What follows belongs to an exercise in optimizing a design on an open flow for small area and a short achievable clock period; a production flow would make more cautious choices. Where RTL was checked, it was by simulation tests only, not by an equivalence proof against the original. Some runs may be left out. An edit can pass the tests and still lose a function that they never use. The RTL of runs 2 and 3 was laid out without a check of its function.

**Run 1: met1 routing**

(1 px per um) Supply wires on this layer in gray.
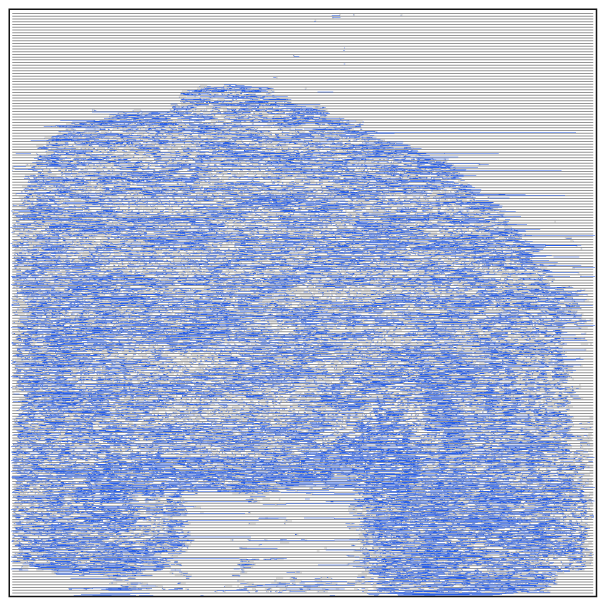
**Run 1: met2 routing**

(1 px per um)
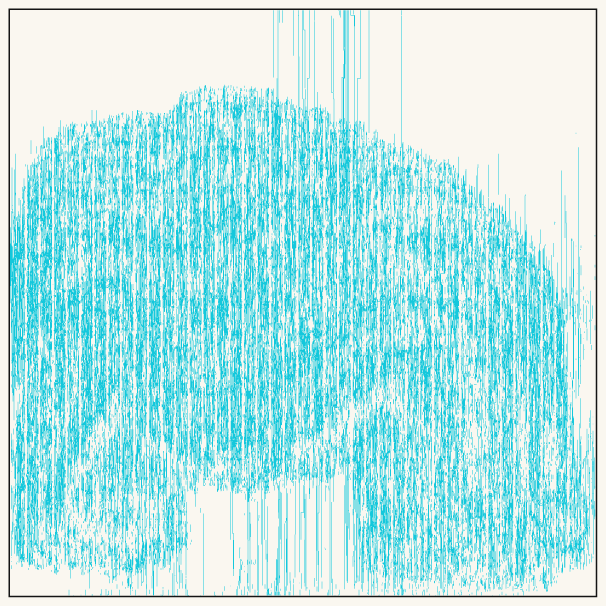
**Run 1: signal wires on met3**

(1 px per um)
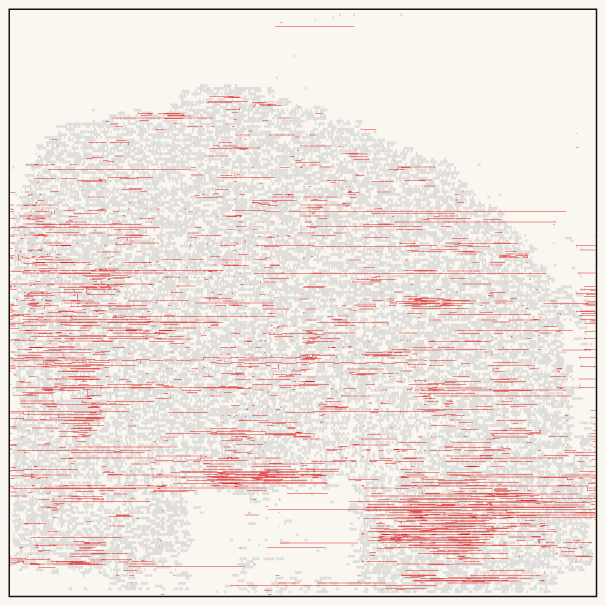
[design/flow/config.mk]
export PLATFORM = sky130hd
export DESIGN_NAME = mul64_multi
export DESIGN_NICKNAME = mul64_multi
export VERILOG_FILES = /design/flow/design.v
export SDC_FILE = /design/flow/constraint.sdc
export NUM_CORES = 4
export LEC_CHECK = 0
export CAP_MARGIN = 20
export CORE_MARGIN = 2
export CORE_UTILIZATION = 40
export SETUP_SLACK_MARGIN = 0.4
export SLEW_MARGIN = 20
[design/flow/constraint.sdc]
create_clock -name core_clock -period 12.0 [get_ports {clk}]
set_input_delay 2.4000 -clock core_clock [delete_from_list [all_inputs] [get_ports {clk}]]
set_output_delay 2.4000 -clock core_clock [all_outputs]
set_load 0.01 [all_outputs]
[design/flow/design.v]
`timescale 1ns/100ps
module mul64_multi(input clk,input [63:0] A,B,output reg [127:0] Y,output done)
 ;
reg [4:0] enabler;
always@(posedge clk)
begin
	Y<=A*B;
end
reg [63:0] A_r,B_r;
always@(posedge clk)
begin
	A_r<=A;
	B_r<=B;
end
wire	changed;
assign changed = (A_r!=A) | (B_r!=B);
always@(posedge clk)
begin
	if(changed)
		enabler<=5'b10000;	
	else
		enabler<=(enabler>>1);
end
assign done=enabler[0];
endmodule
[design/flow/run.sh]
#!/bin/bash
# synth_recipe.tcl (not shown) runs the flow's synth.tcl, then flattens the netlist and writes it again
# the make line also repeats each setting of config.mk as NAME=value (left out here)
make -C /OpenROAD-flow-scripts/flow DESIGN_CONFIG=/design/flow/config.mk WORK_HOME=/design/flow/orfs CLKGATE_MAP_FILE= SYNTH_SCRIPT=/design/flow/synth_recipe.tcl finish
==> results by group, run 1 <==
Outcome
  • Status: finished clean

Setup path
  • Crit-path max cell delay: 0.75 ns
  • CP Data Required Time: about 13 ns
  • Reg-to-Reg Start: B_r[15]
  • Crit Reg-Reg Endpoint: enabler[1]
  • Worst Path Arrival: 11.98 ns
  • Critical path capture point: Y[115]
  • Critical path endpoint category: flop
  • Worst path most repeated cell: fa_1
  • R2R cell count: 8
  • Worst Path Max Fanout: 27
  • Levels on crit path: 28
  • Crit-path leading delay family: adder cells
  • R2R Setup Slk: 8.85 ns
  • Slowest stage cell on the critical path: fa_1
  • Setup CP Type: input port to flop
  • CP startpoint: A[53]
  • WP buf/inv: 6
  • CP startpoint kind: input port

Synthesis
  • Yosys reg bits: 261
  • Xor/xnor share of the synthesized area: around 1.6%
  • Synth Area in Adders: 62.8%
  • Mux cell area share after synthesis: 0%
  • Largest family of logic cells by synthesized area: adder cells
  • Post-synth cell types: 72
  • Post-Synthesis Cell Area: 135000 um2
  • Synth area leader: fa_1
  • Cells after Synth: 14635
  • Seq/Total Area, Yosys: 3.86%
  • Post-synth EDFFs: 0
  • Synth Area in Compound Gates: 2.53%
  • YS warnings: 1
  • Avg Cell Area, Syn: 9.25 um2
  • Simple-gate share of the synthesized area: 16.6%
  • Synth Flop Type: dfxtp_1
  • Synth cell count leaders: fa_1, inv_1, nand2_1
  • Cell with the most instances after synthesis: fa_1
  • Top cells by area, synth: fa_1, inv_1, and2_1
  • Async set-reset flop share out of synthesis: 0%
  • Top cell type's share of synthesized area: between 50% and 60%

Layout
  • Design area: 148000 um2
  • Count of plain and timing-repair buffers: 979
  • Biggest regs: Y x128, A_r x64, B_r x64
  • Clock buffer count: 57
  • Seq/total area: 3.53%
  • Multi-input comb cells: just under 10000
  • Clock buf/inv share: 1.01%
  • Reg area: 5230 um2
  • Diodes inserted: 22
  • Largest register FFs: 128
  • Commonest cells after routing, fill and taps aside: fa_1, inv_1, nand2_1, and2_1, ha_1
  • NonClk Buf Share: 6.04%
  • Fillers: 32798
  • Multi-input combinational cell area: between 100000 and 150000 um2
  • Area growth from synthesis to layout: 9.25%
  • Register bank with the most flops: Y
  • Nets@finish: 19310
  • Share of cells above drive strength 1: 6.48%
  • Seq_cells: roughly 260
  • Largest area class, layout: multi-input gates
  • Non-filler instance count after layout: 19262
  • Inverters: 3556
  • Leading cell type in the layout, fill and taps excluded: fa_1
  • Final design utilization: a little over two fifths
  • Fraction of area in multi-input gates: 76.5%

Drt
  • WL met3: approximately 34000 um
  • Drt pass-1 iters: 7
  • Antenna Nets Post-Route: 0
  • DRC: 0
  • DRT iter0 DRCs: 6770
  • Top Layer Used: met5
  • DR WL met2: approximately 220000 um
  • Vias/cell: 5.12
  • Drt wl/cell: about 23 um
  • DRT met1 WL: 163000 um

Placed design
  • IO buf count: 257
  • Placed insts: between 15000 and 20000
  • Placement Setup Slack: -0.327 ns
  • DP Area: 146000 um2
  • Placer Congestion: between 0.9 and 1
  • Dpl hpwl: 382000 um

Floorplanning
  • Row cnt: 213
  • TAP cells: about 4500
  • Core ar.: 337000 um2
  • Chip width: 586 um
  • Initial Util: between 40 and 50%
  • Die Ht: 586 um
  • # IOs: about 260
  • Die area: 343000 um2

Timing
  • Fin Setup TNS: 0 ns
  • Final setup violation count: 0
  • Max-slew violation count: 0
  • Unrepaired setup endpoints after global routing: yes
  • Clock skew: ~0.048 ns
  • Hold_ws: 0.426 ns
  • Worst slew margin: between 20% and 30%
  • Crit path time final: 11.42 ns
  • Worst Tran Pin Value: 1.13 ns
  • Max Fclk: 87.6 MHz
  • Final Cycle Share: 95.2%
  • Final hold viol count: 0

Global route
  • GRT overflow: 0
  • First-pass GRT wire length: 684000 um
  • Total GRT Usage: a little over a quarter
  • Vias in the first global route: 107950
  • Met2 usage: 45.5%
  • GRT busiest layer: met2
  • Largest net degree at the start of global routing: 65

Clock tree
  • Worst-skew pair later-pin latency: around 0.71 ns
  • Setup bufs post-CTS: 0
  • CTS Buffer Depth: 3
  • CTS Hold Buffers Added: 0
  • CTS root buffer: clkbuf_16
  • Depth of the CTS H-tree: 2
  • Post-CTS sizing: 2
  • Clock sinks: 261
  • TritonCTS clock tree: yes
  • Worst-path clk slew: 0.05 ns
  • TritonCTS buffer count: 44

Worst hold path
  • Hold path cells: 1
  • Worst Hold Path EP: enabler[2]
  • Hold path startpoint: enabler[3]
  • Hold Path Class: flop to flop

Flow run
  • Max Cap Viol: 0
-- 'met1 routing' (at the start) --
share of all routed wire = 36%
main direction = horizontal
nets with wire on the layer = 17148
longest straight run = 200 um
wire length on this layer = 163 mm
vias: 98551
Routed WL: 448000 um
grt met1 use: 32.3%

-- 'met2 routing' (at the start) --
share of all routed wire = 49%
main direction = vertical
nets with wire on the layer = 16983
longest straight run = 232 um

-- 'signal wires on met3' (at the start) --
nets with wire on the layer = 1149
wire length on this layer = 33.8 mm
longest straight run = 292 um
main direction = horizontal
share of all routed wire = 7.6%
met3 Usage GRT: 5.12%

**Run 1: signal routing as the flow saved it**

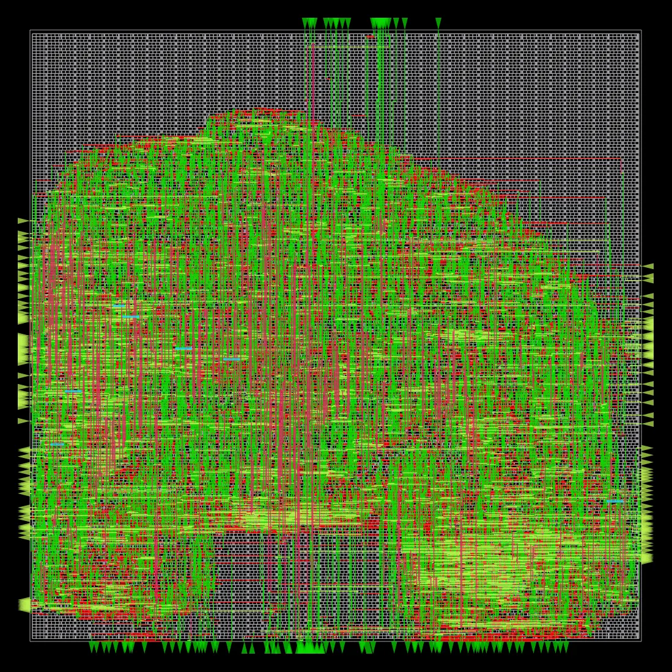

==> run 2: too many edits to list; what changed since run 1 <==
design/flow/design.v: 25 -> 1134 lines; modules unchanged: 0
  mul64_multi: edited, 24 -> 1125 lines
  fa: new, 4 lines
  ha: new, 4 lines
==> module fa as of run 2 <==
module fa(input a, b, c, output s, co);
assign s  = a ^ b ^ c;
assign co = (a & b) | (a & c) | (b & c);
endmodule
==> module ha as of run 2 <==
module ha(input a, b, output s, co);
assign s  = a ^ b;
assign co = a & b;
endmodule
--- a/design/flow/config.mk
+++ b/design/flow/config.mk
@@ -8,5 +8,6 @@
 export CAP_MARGIN = 20
 export CORE_MARGIN = 2
-export CORE_UTILIZATION = 40
-export SETUP_SLACK_MARGIN = 0.4
+export CORE_UTILIZATION = 50
+export SETUP_SLACK_MARGIN = 5
 export SLEW_MARGIN = 20
+export SYNTH_HIERARCHICAL = 1
**Run 2: signal routing as the flow saved it**

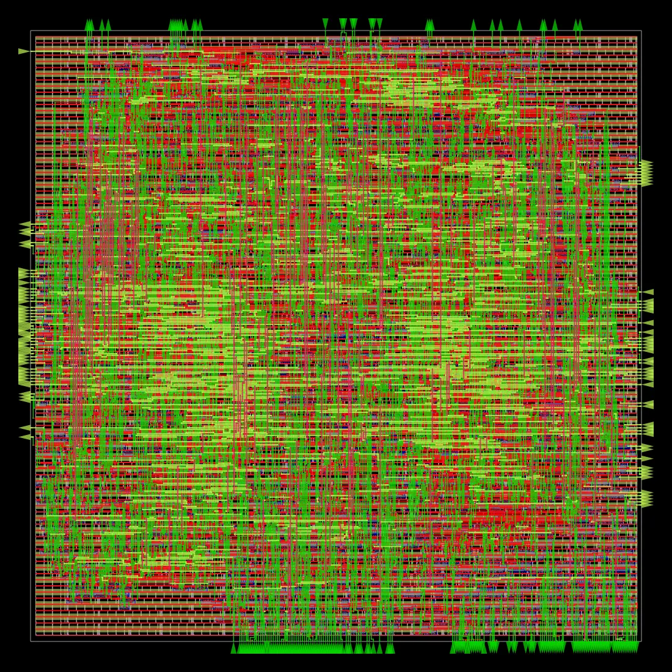
Total GRT Usage: 35.5%
DRT met1 WL: 48000 um
DR WL met2: 61300 um
drt wl/cell: 30.3 um

==> run 2 against run 1 <==
Against the previous run: still clean on timing, DRC and antenna; worst setup slack gained 4.5 ns; synthesized cell count shrank 77%; utilization grew 13 points; worst hold slack gained 0.021 ns; critical endpoint is now Y[121].
==> results by group, run 2 <==
Outcome
  • Status: finished clean

Drt
  • WL met3: 15400 um
  • DRC: 0
  • Drt pass-1 iters: 10
  • Top Layer Used: met4
  • Antenna Nets Post-Route: 0
  • Vias/cell: about 6.5
  • DRT iter0 DRCs: about 4000

Synthesis
  • Largest family of logic cells by synthesized area: adder cells
  • Post-synth cell types: 77
  • Synth Area in Compound Gates: 17.2%
  • Synth area leader: fa_1
  • Synth Flop Type: dfxtp_1
  • Synth Area in Adders: roughly 33%
  • Cells after Synth: 3361
  • Top cells by area, synth: fa_1, xnor2_1, a22oi_1
  • Seq/Total Area, Yosys: about 20%
  • Cell with the most instances after synthesis: xnor2_1
  • Avg Cell Area, Syn: ~10 um2
  • Post-synth EDFFs: 128
  • Post-Synthesis Cell Area: 35200 um2
  • YS warnings: 7
  • Simple-gate share of the synthesized area: a little under 7%
  • Mux cell area share after synthesis: less than 1%
  • Async set-reset flop share out of synthesis: 0%
  • Xor/xnor share of the synthesized area: ~18%
  • Synth cell count leaders: xnor2_1, a22oi_1, fa_1
  • Top cell type's share of synthesized area: 29.1%

Layout
  • Multi-input comb cells: 2669
  • Clock buf/inv share: roughly 3.0%
  • Largest register FFs: roughly 130
  • Leading cell type in the layout, fill and taps excluded: xnor2_1
  • Reg area: 7110 um2
  • Seq/total area: 17.9%
  • Final design utilization: about 57%
  • Biggest regs: Y x128, A_r x64, B_r x64
  • Fillers: 6098
  • Share of cells above drive strength 1: 6.48%
  • Commonest cells after routing, fill and taps aside: xnor2_1, a22oi_1, fa_1, clkdlybuf4s50_1, edfxtp_1
  • Diodes inserted: 2
  • Clock buffer count: 49
  • NonClk Buf Share: 8.57%
  • Fraction of area in multi-input gates: about two thirds
  • Multi-input combinational cell area: 26600 um2
  • Non-filler instance count after layout: between 4000 and 5000
  • Area growth from synthesis to layout: 12.9%
  • Largest area class, layout: multi-input gates
  • Count of plain and timing-repair buffers: 335
  • Inverters: 53
  • Nets@finish: 4139
  • Design area: 39700 um2
  • Seq_cells: 286

Global route
  • Met2 usage: 57.3%
  • Met3 Usage GRT: 9.69%
  • GRT busiest layer: met2
  • First-pass GRT wire length: 194000 um
  • GRT overflow: 0
  • Initial antenna violation count: 2
  • Vias in the first global route: 29111
  • Largest net degree at the start of global routing: 68

Setup path
  • Crit-path max cell delay: 0.62 ns
  • R2R Setup Slk: 5.06 ns
  • Crit-path leading delay family: adder cells
  • R2R cell count: 18
  • Worst Path Arrival: 7.25 ns
  • Levels on crit path: 18
  • Critical path capture point: Y[121]
  • CP startpoint: ctl[16]
  • CP startpoint kind: flop
  • Reg-to-Reg Start: ctl[16]
  • WP buf/inv: 1
  • Crit Reg-Reg Endpoint: Y[121]
  • CP Data Required Time: 12.32 ns
  • Worst Path Max Fanout: 33
  • Setup CP Type: flop to flop
  • Critical path endpoint category: flop

Timing
  • Fin Setup TNS: 0 ns
  • Max-slew violation count: 0
  • Hold_ws: around 0.45 ns
  • Clock skew: 0.0236 ns
  • Final hold viol count: 0
  • Crit path time final: 6.94 ns
  • Max Fclk: 144 MHz
  • Final Cycle Share: 57.8%
  • Worst Tran Pin Value: 1.07 ns
  • Worst slew margin: 27.7%
  • Unrepaired setup endpoints after global routing: yes

Clock tree
  • Clock sinks: about 290
  • Setup bufs post-CTS: 3
  • Worst-skew pair later-pin latency: roughly 0.6 ns
  • CTS root buffer: clkbuf_16
  • Depth of the CTS H-tree: 2
  • Post-CTS sizing: 19
  • Worst-path clk slew: 0.06 ns
  • CTS Hold Buffers Added: 0
  • TritonCTS clock tree: yes
  • CTS Buffer Depth: 3
  • TritonCTS buffer count: 36

Floorplanning
  • # IOs: ~260
  • Core ar.: ~70000 um2
  • Die area: 72500 um2
  • TAP cells: 940
  • Die Ht: 269 um
  • Chip width: 269 um
  • Initial Util: 50.3%

Placed design
  • IO buf count: approximately 260
  • Placed insts: ~4300
  • Dpl hpwl: ~94000 um
  • Placer Congestion: around 1.1
  • DP Area: approximately 38000 um2
  • Placement Setup Slack: between 4 and 5 ns

Worst hold path
  • Hold path startpoint: Y[57]
  • Worst Hold Path EP: Y[41]
  • Hold Path Class: flop to flop
  • Hold path cells: 0

Flow run
  • Max Cap Viol: 0
**Run 2: met1 routing**

(2 px per um) Supply wires on this layer in gray.
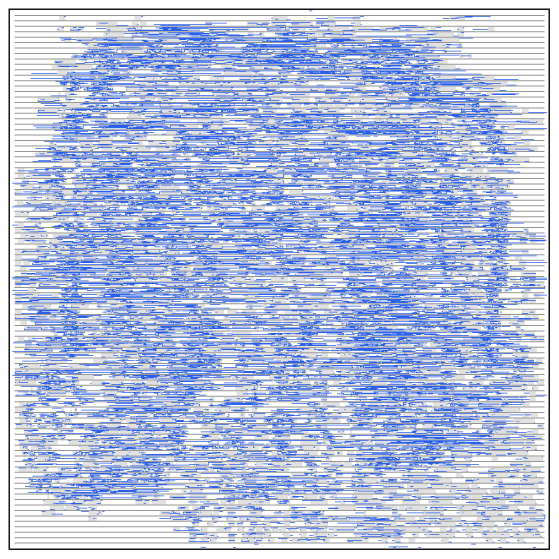
wire length on this layer = 48.0 mm
nets with wire on the layer = 3719
share of all routed wire = 36%
Routed WL: 132000 um
vias: 28410
grt met1 use: 44.5%

**Run 2: signal wires on met3**

(2 px per um)
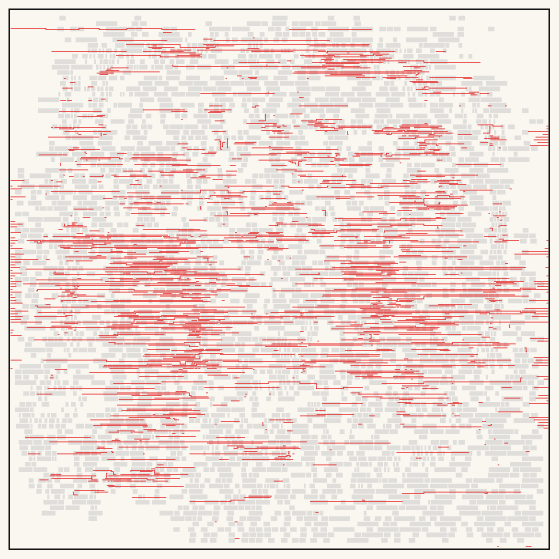

==> run 3: changes to the inputs <==
==> design/flow/flow/run.sh (new file) <==
#!/bin/bash
set -euo pipefail
bash standard.sh SETUP_SLACK_MARGIN=8 finish > flow_make.log 2>&1
==> design/flow/standard.sh (new file) <==
#!/bin/bash
# synth_recipe.tcl (not shown) runs the flow's synth.tcl, then flattens the netlist and writes it again
# the make line also repeats each setting of config.mk as NAME=value (left out here)
make -C /OpenROAD-flow-scripts/flow DESIGN_CONFIG=/design/flow/config.mk WORK_HOME=/design/flow/orfs CLKGATE_MAP_FILE= SYNTH_SCRIPT=/design/flow/synth_recipe.tcl "${@:-finish}"
--- a/design/flow/config.mk
+++ b/design/flow/config.mk
@@ -8,6 +8,5 @@
 export CAP_MARGIN = 20
 export CORE_MARGIN = 2
 export CORE_UTILIZATION = 50
-export SETUP_SLACK_MARGIN = 5
 export SLEW_MARGIN = 20
 export SYNTH_HIERARCHICAL = 1
removed: design/flow/run.sh
**Run 3: signal wires on met3**

(2 px per um)
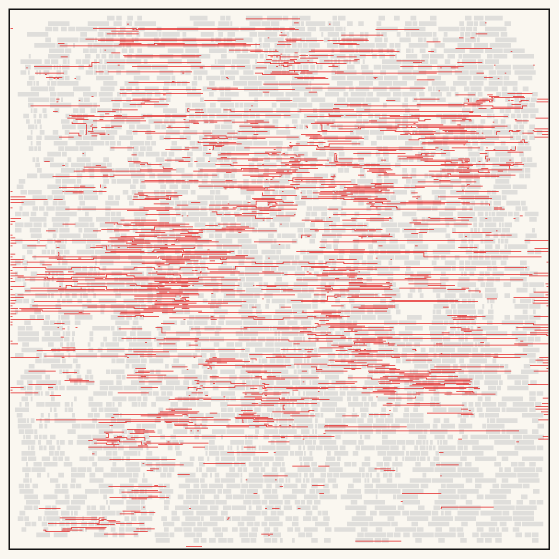
longest straight run = 139 um
wire length on this layer = 17500 um
share of all routed wire = 12%
nets with wire on the layer = 647
met3 Usage GRT: 12.6%
Routed WL: 148000 um
vias: 29960

**Run 3: cell placement**

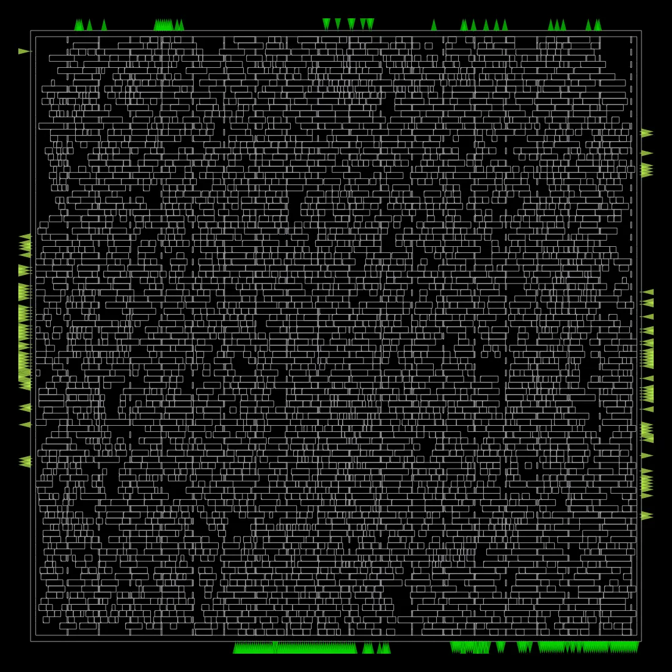
seq_cells: 286
row cnt: 97

==> run 3 against run 2 <==
Against the previous run: flip-flop and latch count did not move; first-iteration DRC count barely moved; via count rose by 5.5%; register-to-register slack better by 0.80 ns; cell count up 4.0%; cell area rose by 14%; die area stayed put; critical path depth grew 3; synthesized area is the same; critical endpoint is now Y[125]; highest routed layer is now met5.
==> results by group, run 3 <==
Clock tree
  • Depth of the CTS H-tree: 2
  • Worst-path clk slew: 0.08 ns
  • Setup bufs post-CTS: between 100 and 150
  • Clock sinks: 286
  • CTS Hold Buffers Added: 0
  • CTS root buffer: clkbuf_16

Setup path
  • R2R Setup Slk: 5.87 ns
  • R2R cell count: 21
  • Critical path endpoint category: flop
  • WP buf/inv: 3
  • Worst Path Arrival: 6.45 ns
  • Levels on crit path: 21
  • Worst path most repeated cell: fa_1
  • Crit Reg-Reg Endpoint: Y[125]
  • CP startpoint: A_r[23]

Global route
  • Initial antenna violation count: 8
  • Grt met1 use: roughly 50%
  • First-pass GRT wire length: 216000 um
  • Met2 usage: about three fifths
  • Largest net degree at the start of global routing: 65
  • Vias in the first global route: 31666
  • GRT busiest layer: met2

Layout
  • Reg area: 7190 um2
  • Non-filler instance count after layout: 4524
  • Final design utilization: 64.8%
  • Largest register FFs: 128
  • Design area: 45300 um2
  • Diodes inserted: 3
  • Share of cells above drive strength 1: 23.8%
  • Clock buffer count: 52
  • Fraction of area in multi-input gates: between 60% and 70%
  • Largest area class, layout: multi-input gates
  • Count of plain and timing-repair buffers: 505
  • NonClk Buf Share: 12.3%

Drt
  • Top Layer Used: met5
  • DR WL met2: approximately 66000 um
  • Drt wl/cell: between 30 and 40 um
  • DRT met1 WL: between 50000 and 60000 um
  • WL met3: 17500 um
  • DRC: 0

Timing
  • Final Cycle Share: around half
  • Clock skew: roughly 0.054 ns
  • Final setup violation count: 0
  • Max Fclk: 163 MHz
  • Hold_ws: approximately 0.44 ns
  • Crit path time final: between 6 and 7 ns

Placed design
  • Placement Setup Slack: ~4.5 ns
  • IO buf count: roughly 260
  • Placer Congestion: approximately 0.94

Synthesis
  • Cells after Synth: approximately 3400
  • Simple-gate share of the synthesized area: 6.82%
  • YS warnings: 7
  • Top cell type's share of synthesized area: 29.1%
  • Mux cell area share after synthesis: 0.256%
  • Async set-reset flop share out of synthesis: 0%
  • Avg Cell Area, Syn: 10.5 um2
  • Synth cell count leaders: xnor2_1, a22oi_1, fa_1
  • Synth Area in Adders: between 30 and 40%
  • Seq/Total Area, Yosys: 19.9%

Floorplanning
  • Die Ht: 269 um
  • Core ar.: ~70000 um2

Outcome
  • Status: finished clean

Worst hold path
  • Hold Path Class: flop to flop
  • Hold path cells: 0

Flow run
  • Max Cap Viol: 0
**Run 3: met1 routing**

(2 px per um) Supply wires on this layer in gray.
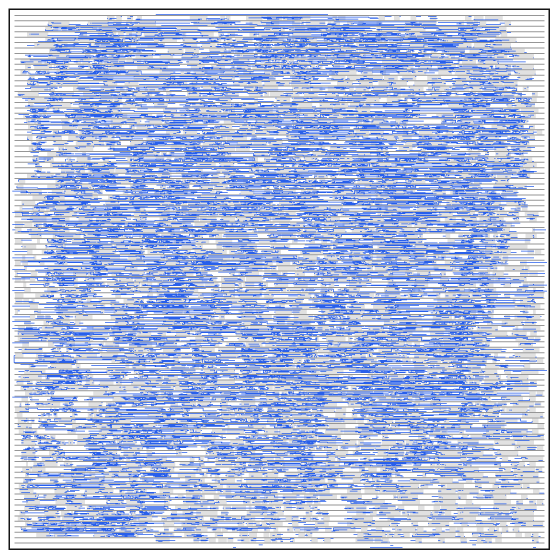

==> run 4: too many edits to list; what changed since run 3 <==
design/flow/design.v: 1134 -> 1522 lines; modules unchanged: 2
  mul64_multi: edited, 1125 -> 1492 lines
  pgc: new, 4 lines
  xr2: new, 3 lines
  opi: new, 4 lines
  opig: new, 3 lines
  opn: new, 4 lines
  opng: new, 3 lines
==> module xr2 as of run 4 <==
module xr2(input a, b, output x);
assign x = a ^ b;
endmodule
==> module opng as of run 4 <==
module opng(input gn1, pn1, gn0, output g);
assign g = ~(gn1 & (pn1 | gn0));
endmodule
==> module opi as of run 4 <==
module opi(input g1, p1, g0, p0, output gn, pn);
assign gn = ~(g1 | (p1 & g0));
assign pn = ~(p1 & p0);
endmodule
==> module opn as of run 4 <==
module opn(input gn1, pn1, gn0, pn0, output g, p);
assign g = ~(gn1 & (pn1 | gn0));
assign p = ~(pn1 | pn0);
endmodule
==> module pgc as of run 4 <==
module pgc(input a, b, output gn, pn);
assign gn = ~(a & b);
assign pn = ~(a | b);
endmodule
==> module opig as of run 4 <==
module opig(input g1, p1, g0, output gn);
assign gn = ~(g1 | (p1 & g0));
endmodule
==> design/flow/flow/run.sh (replaced) <==
#!/bin/bash
set -euo pipefail
bash standard.sh SETUP_SLACK_MARGIN=7.5 finish > flow_make.log 2>&1
--- a/design/flow/config.mk
+++ b/design/flow/config.mk
@@ -8,5 +8,5 @@
 export CAP_MARGIN = 20
 export CORE_MARGIN = 2
-export CORE_UTILIZATION = 50
+export CORE_UTILIZATION = 55
 export SLEW_MARGIN = 20
 export SYNTH_HIERARCHICAL = 1
**Run 4: met1 routing**

(2 px per um) Supply wires on this layer in gray.
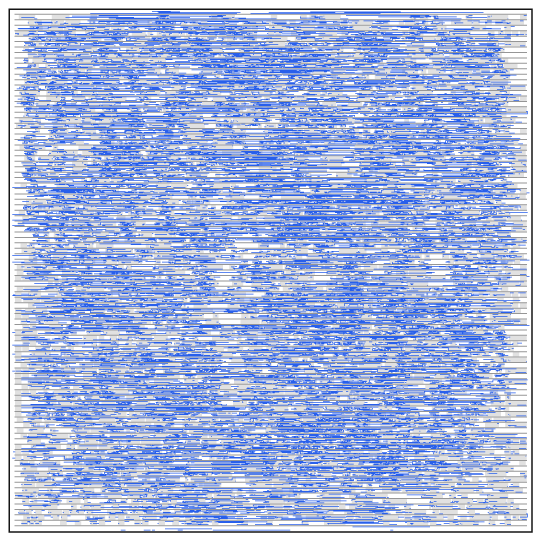
Routed WL: 173000 um
grt met1 use: 60.3%
vias: 33329

==> run 4 against run 3 <==
Against the previous run: fmax up 15%; sequential share of layout area down 0.12 points; register-to-register slack better by 0.82 ns; clock-buffer cell count down 4; worst hold slack about the same; clock skew down 0.035 ns; global-route usage up 9.7 points; utilization up 6.3 points; synthesized area up 2.9%; largest cell class unchanged.
==> results by group, run 4 <==
Outcome
  • Status: finished clean

Worst hold path
  • Hold path startpoint: Y[48]
  • Worst Hold Path EP: Y[32]
  • Hold Path Class: flop to flop
  • Hold path cells: 0

Synthesis
  • Post-synth EDFFs: 131
  • Synth Area in Compound Gates: between 15 and 20%
  • Cells after Synth: 3578
  • Cell with the most instances after synthesis: xnor2_1
  • Mux cell area share after synthesis: 0.850%
  • Yosys reg bits: between 200 and 300
  • Synth area leader: fa_1
  • Seq/Total Area, Yosys: 19.7%
  • Post-Synthesis Cell Area: 36200 um2
  • Top cells by area, synth: fa_1, xnor2_1, a22oi_1
  • Xor/xnor share of the synthesized area: 21.1%

Setup path
  • CP startpoint kind: flop
  • Critical path endpoint category: flop
  • Crit Reg-Reg Endpoint: Y[124]
  • Reg-to-Reg Start: ctl[8]
  • Critical path capture point: Y[124]
  • R2R cell count: 22
  • Worst Path Max Fanout: 8
  • WP buf/inv: 5
  • Levels on crit path: 22
  • CP Data Required Time: 12.33 ns
  • Crit-path leading delay family: adder cells
  • Worst Path Arrival: approximately 5.6 ns

Layout
  • Biggest regs: Y x128, A_r x64, B_r x64
  • Share of cells above drive strength 1: 28.2%
  • Multi-input combinational cell area: 29900 um2
  • Clock buf/inv share: 2.71%
  • Nets@finish: 4460
  • Seq/total area: 15.8%
  • Area growth from synthesis to layout: 28.6%
  • Seq_cells: 291
  • Multi-input comb cells: about 2800
  • Fraction of area in multi-input gates: approximately 64%
  • Reg area: 7340 um2
  • NonClk Buf Share: between 10% and 20%

Floorplanning
  • Core ar.: 65500 um2
  • TAP cells: 864
  • Chip width: around 260 um
  • Die Ht: 261 um
  • Row cnt: 94
  • Initial Util: a little under three fifths

Global route
  • Met3 Usage GRT: 18.6%
  • Initial antenna violation count: 9
  • Total GRT Usage: 49.7%
  • Met2 usage: 70.1%
  • First-pass GRT wire length: 239000 um
  • Vias in the first global route: 33336
  • GRT overflow: 0
  • Largest net degree at the start of global routing: 74

Placed design
  • Placer Congestion: 1.03
  • Dpl hpwl: around 98000 um
  • DP Area: 38800 um2
  • Placement Setup Slack: 5.74 ns

Timing
  • Final setup violation count: 0
  • Final hold viol count: 0
  • Final Cycle Share: 44.3%
  • Crit path time final: 5.31 ns
  • Fin Setup TNS: 0 ns
  • Worst Tran Pin Value: 1.09 ns
  • Max Fclk: 188 MHz

Drt
  • WL met3: around 26000 um
  • Antenna Nets Post-Route: 0
  • DRC: 0
  • DRT iter0 DRCs: 5165

Clock tree
  • Clock sinks: between 200 and 300
  • Setup bufs post-CTS: 170
  • Worst-skew pair later-pin latency: 0.60 ns
  • Depth of the CTS H-tree: 2
  • CTS Buffer Depth: 3

Flow run
  • Max Cap Viol: 0
**Run 4: signal routing as the flow saved it**

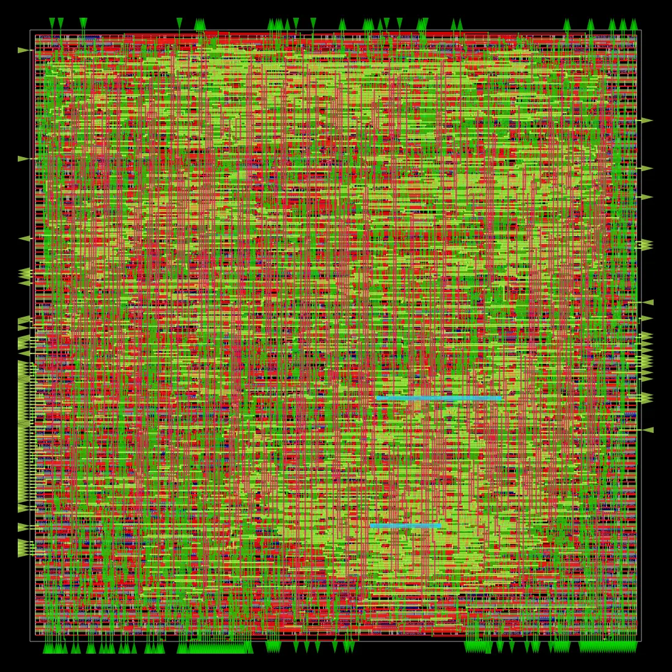
DR WL met2: 70900 um
Top Layer Used: met5

**Run 4: signal wires on met3**

(2 px per um)
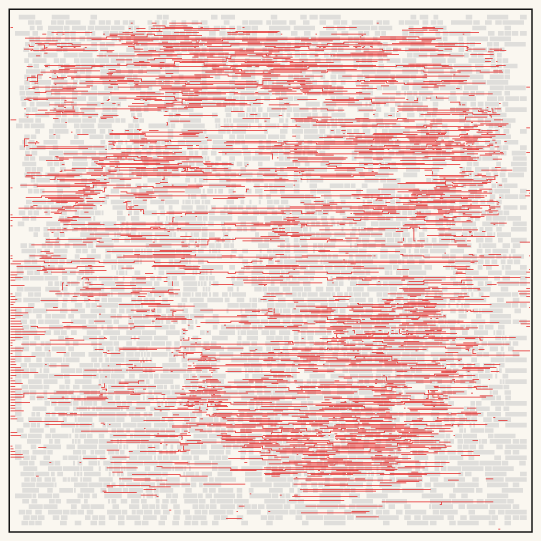

==> run 5: changes to the inputs <==
==> design/flow/flow/run.sh (replaced) <==
#!/bin/bash
set -euo pipefail
bash standard.sh SETUP_SLACK_MARGIN=6.5 finish > flow_make.log 2>&1
**Run 5: signal wires on met3**

(2 px per um)
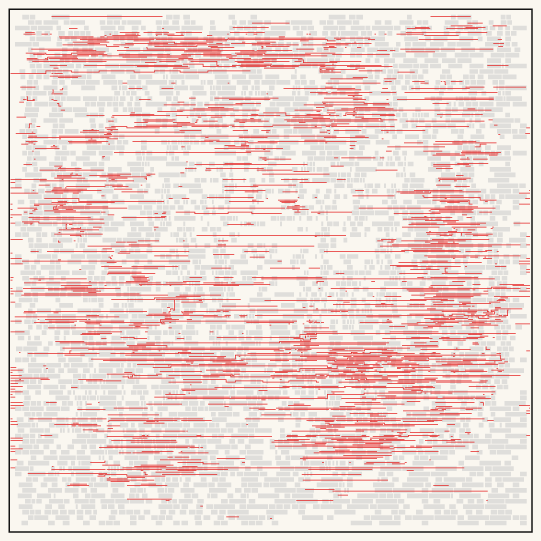
main direction = horizontal
share of all routed wire = 12%
wire length on this layer = 18200 um
longest straight run = 173 um
nets with wire on the layer = 632

**Run 5: met1 routing**

(2 px per um) Supply wires on this layer in gray.
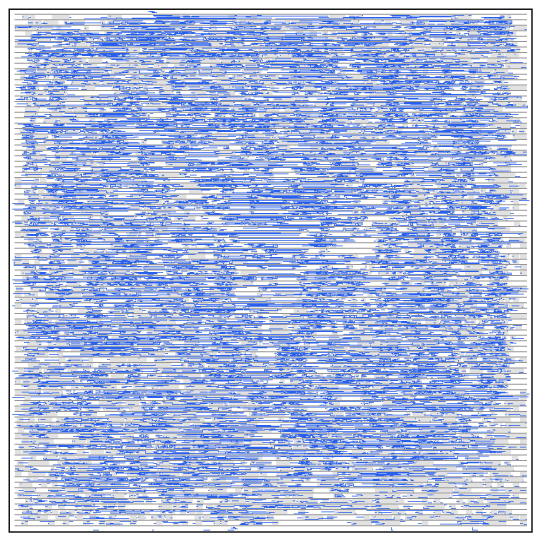
vias: 30365
Routed WL: 146000 um
grt met1 use: 53.9%

==> run 5 against run 4 <==
Against the previous run: still clean on timing, DRC and antenna; sequential share of layout area rose by 1.9 points; cell area fell by 10%; worst setup slack got worse by 0.16 ns; synthesized cell count did not move; highest routed layer unchanged.
==> results by group, run 5 <==
Clock tree
  • Post-CTS sizing: 148
  • Worst-skew pair later-pin latency: 0.60 ns
  • Depth of the CTS H-tree: 2
  • CTS root buffer: clkbuf_16
  • Worst-path clk slew: 0.07 ns
  • CTS Buffer Depth: 3
  • Clock sinks: around 290
  • TritonCTS clock tree: yes
  • CTS Hold Buffers Added: 0
  • TritonCTS buffer count: 37

Synthesis
  • Post-synth cell types: 38
  • Async set-reset flop share out of synthesis: 0%
  • Synth Area in Compound Gates: about a fifth
  • Top cell type's share of synthesized area: 24.8%
  • Synth area leader: fa_1
  • Synth cell count leaders: xnor2_1, a22oi_1, fa_1
  • Xor/xnor share of the synthesized area: 21.1%
  • Mux cell area share after synthesis: 0.850%
  • Yosys reg bits: 291
  • Largest family of logic cells by synthesized area: adder cells
  • Seq/Total Area, Yosys: approximately 20%

Timing
  • Crit path time final: approximately 5.5 ns
  • Worst slew margin: 33.8%
  • Unrepaired setup endpoints after global routing: yes
  • Final setup violation count: 0
  • Max Fclk: approximately 180 MHz
  • Fin Setup TNS: 0 ns
  • Final hold viol count: 0
  • Final Cycle Share: 45.6%
  • Worst Tran Pin Value: 0.989 ns
  • Max-slew violation count: 0

Layout
  • Clock buf/inv share: 3.03%
  • Multi-input comb cells: 2840
  • Non-filler instance count after layout: 4501
  • Biggest regs: Y x128, A_r x64, B_r x64
  • NonClk Buf Share: 10.6%
  • Share of cells above drive strength 1: 15.1%
  • Area growth from synthesis to layout: 15.1%
  • Nets@finish: 4276
  • Count of plain and timing-repair buffers: just under 400
  • Clock buffer count: 52
  • Design area: 41700 um2
  • Commonest cells after routing, fill and taps aside: xnor2_1, a22oi_1, fa_1, xor2_1, clkdlybuf4s50_1
  • Fraction of area in multi-input gates: 65.7%
  • Inverters: 50
  • Multi-input combinational cell area: 27400 um2
  • Final design utilization: a little under two thirds
  • Largest register FFs: 128
  • Largest area class, layout: multi-input gates

Global route
  • First-pass GRT wire length: 208000 um
  • Met3 Usage GRT: 12.7%
  • Largest net degree at the start of global routing: 67
  • GRT busiest layer: met2
  • GRT overflow: 0
  • Vias in the first global route: 30477
  • Initial antenna violation count: 8
  • Total GRT Usage: 42.4%
  • Met2 usage: 64.3%

Setup path
  • Crit Reg-Reg Endpoint: Y[116]
  • Levels on crit path: 17
  • Crit-path max cell delay: 0.64 ns
  • Critical path endpoint category: flop
  • Reg-to-Reg Start: ctl[19]
  • Slowest stage cell on the critical path: dfxtp_4
  • Critical path capture point: Y[116]
  • WP buf/inv: 2
  • R2R Setup Slk: 6.53 ns
  • R2R cell count: 17
  • CP startpoint kind: flop
  • Crit-path leading delay family: adder cells
  • Worst Path Arrival: approximately 5.8 ns
  • CP startpoint: ctl[19]

Outcome
  • Status: finished clean

Placed design
  • Placed insts: around 4400
  • Placement Setup Slack: 5.47 ns
  • IO buf count: 257

Floorplanning
  • Initial Util: 55.3%
  • # IOs: about 260
  • Row cnt: 94
  • TAP cells: 864
  • Die Ht: 261 um
  • Core ar.: 65500 um2
  • Chip width: 261 um

Drt
  • DRT met1 WL: around 53000 um
  • WL met3: 18200 um
  • Antenna Nets Post-Route: 0
  • DRC: 0
  • DRT iter0 DRCs: between 4000 and 5000
  • Drt pass-1 iters: 8
  • DR WL met2: approximately 65000 um
  • Vias/cell: 6.75

Worst hold path
  • Hold Path Class: flop to flop
  • Hold path cells: 0
  • Worst Hold Path EP: Y[39]
  • Hold path startpoint: Y[55]

## Gallery

Cell placement.
image #1
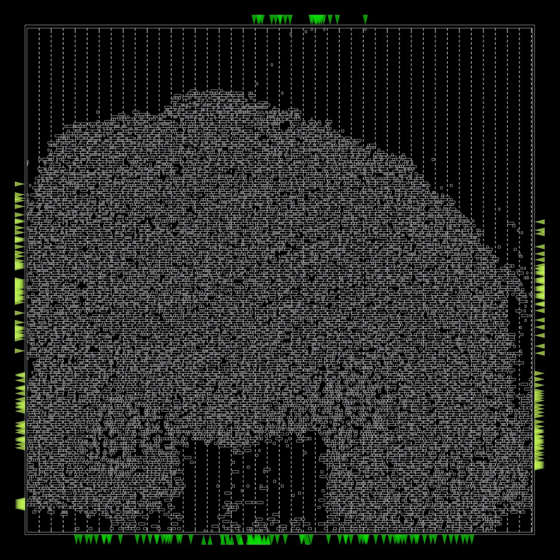
image #2
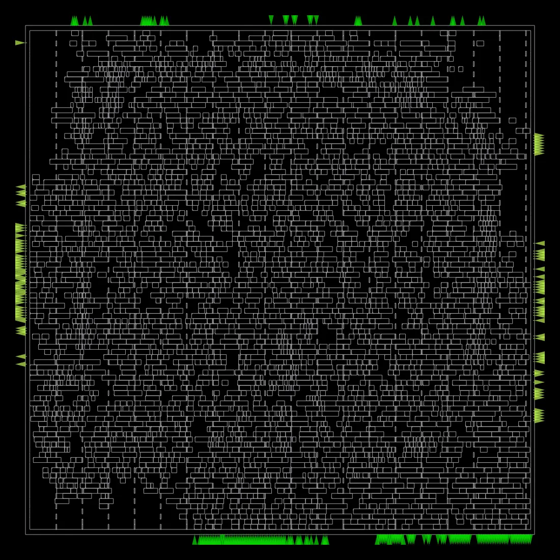
image #3
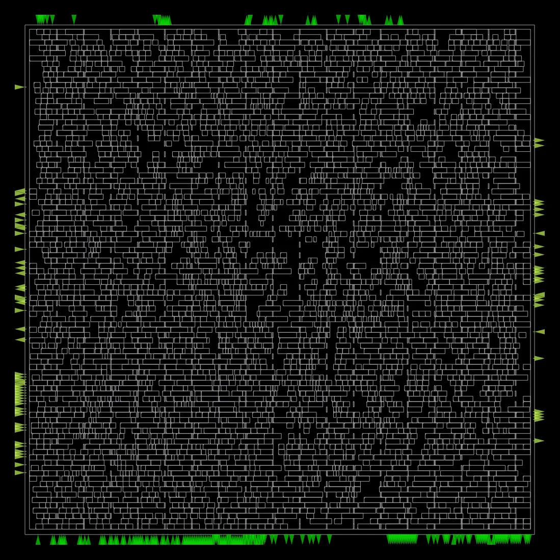
- most cells: image #1
| from | picture |
|---|---|
| run 2 | image #2 |
| run 5 | image #3 |
| run 1 | image #1 |

afterwards: timing with drivers on the ports:
Ports are ideal in the flow. The routed layouts listed here were re-timed in OpenROAD. Step 1 sets driving cells, clkbuf_16 on the clock port and buf_2 on the other inputs (assumed; they add their load-dependent delay and slew). Step 2 also shifts input and output timing later by t, the mid clock arrival at the registers, as if the neighbouring blocks saw the same clock. Three values: ideal ports, drivers, drivers and shift; two values: the first two.
| run | t, ns | setup slack, ns | latest minus earliest clock arrival (ns) | cell pins on the clock port's net |
|---|---|---|---|---|
| run 1 | 0.778 | 0.581 / 0.564 / -0.214 | 0.053 / 0.052 | 1 |
| run 2 | 0.642 | 5.065 / 5.065 / 5.065 | 0.023 / 0.024 | 1 |
| run 3 | 0.648 | 5.869 / 5.869 / 5.869 | 0.054 / 0.054 | 1 |
| run 4 | 0.649 | 6.690 / 6.690 / 6.690 | 0.019 / 0.019 | 1 |
| run 5 | 0.645 | 6.533 / 6.533 / 6.093 | 0.034 / 0.033 | 1 |
With both steps, setup timing fails in run 1, where it was met with ideal ports. For run 1, which loses most, drivers alone change the setup slack by -0.017 ns; drivers and shift together by -0.795 ns.
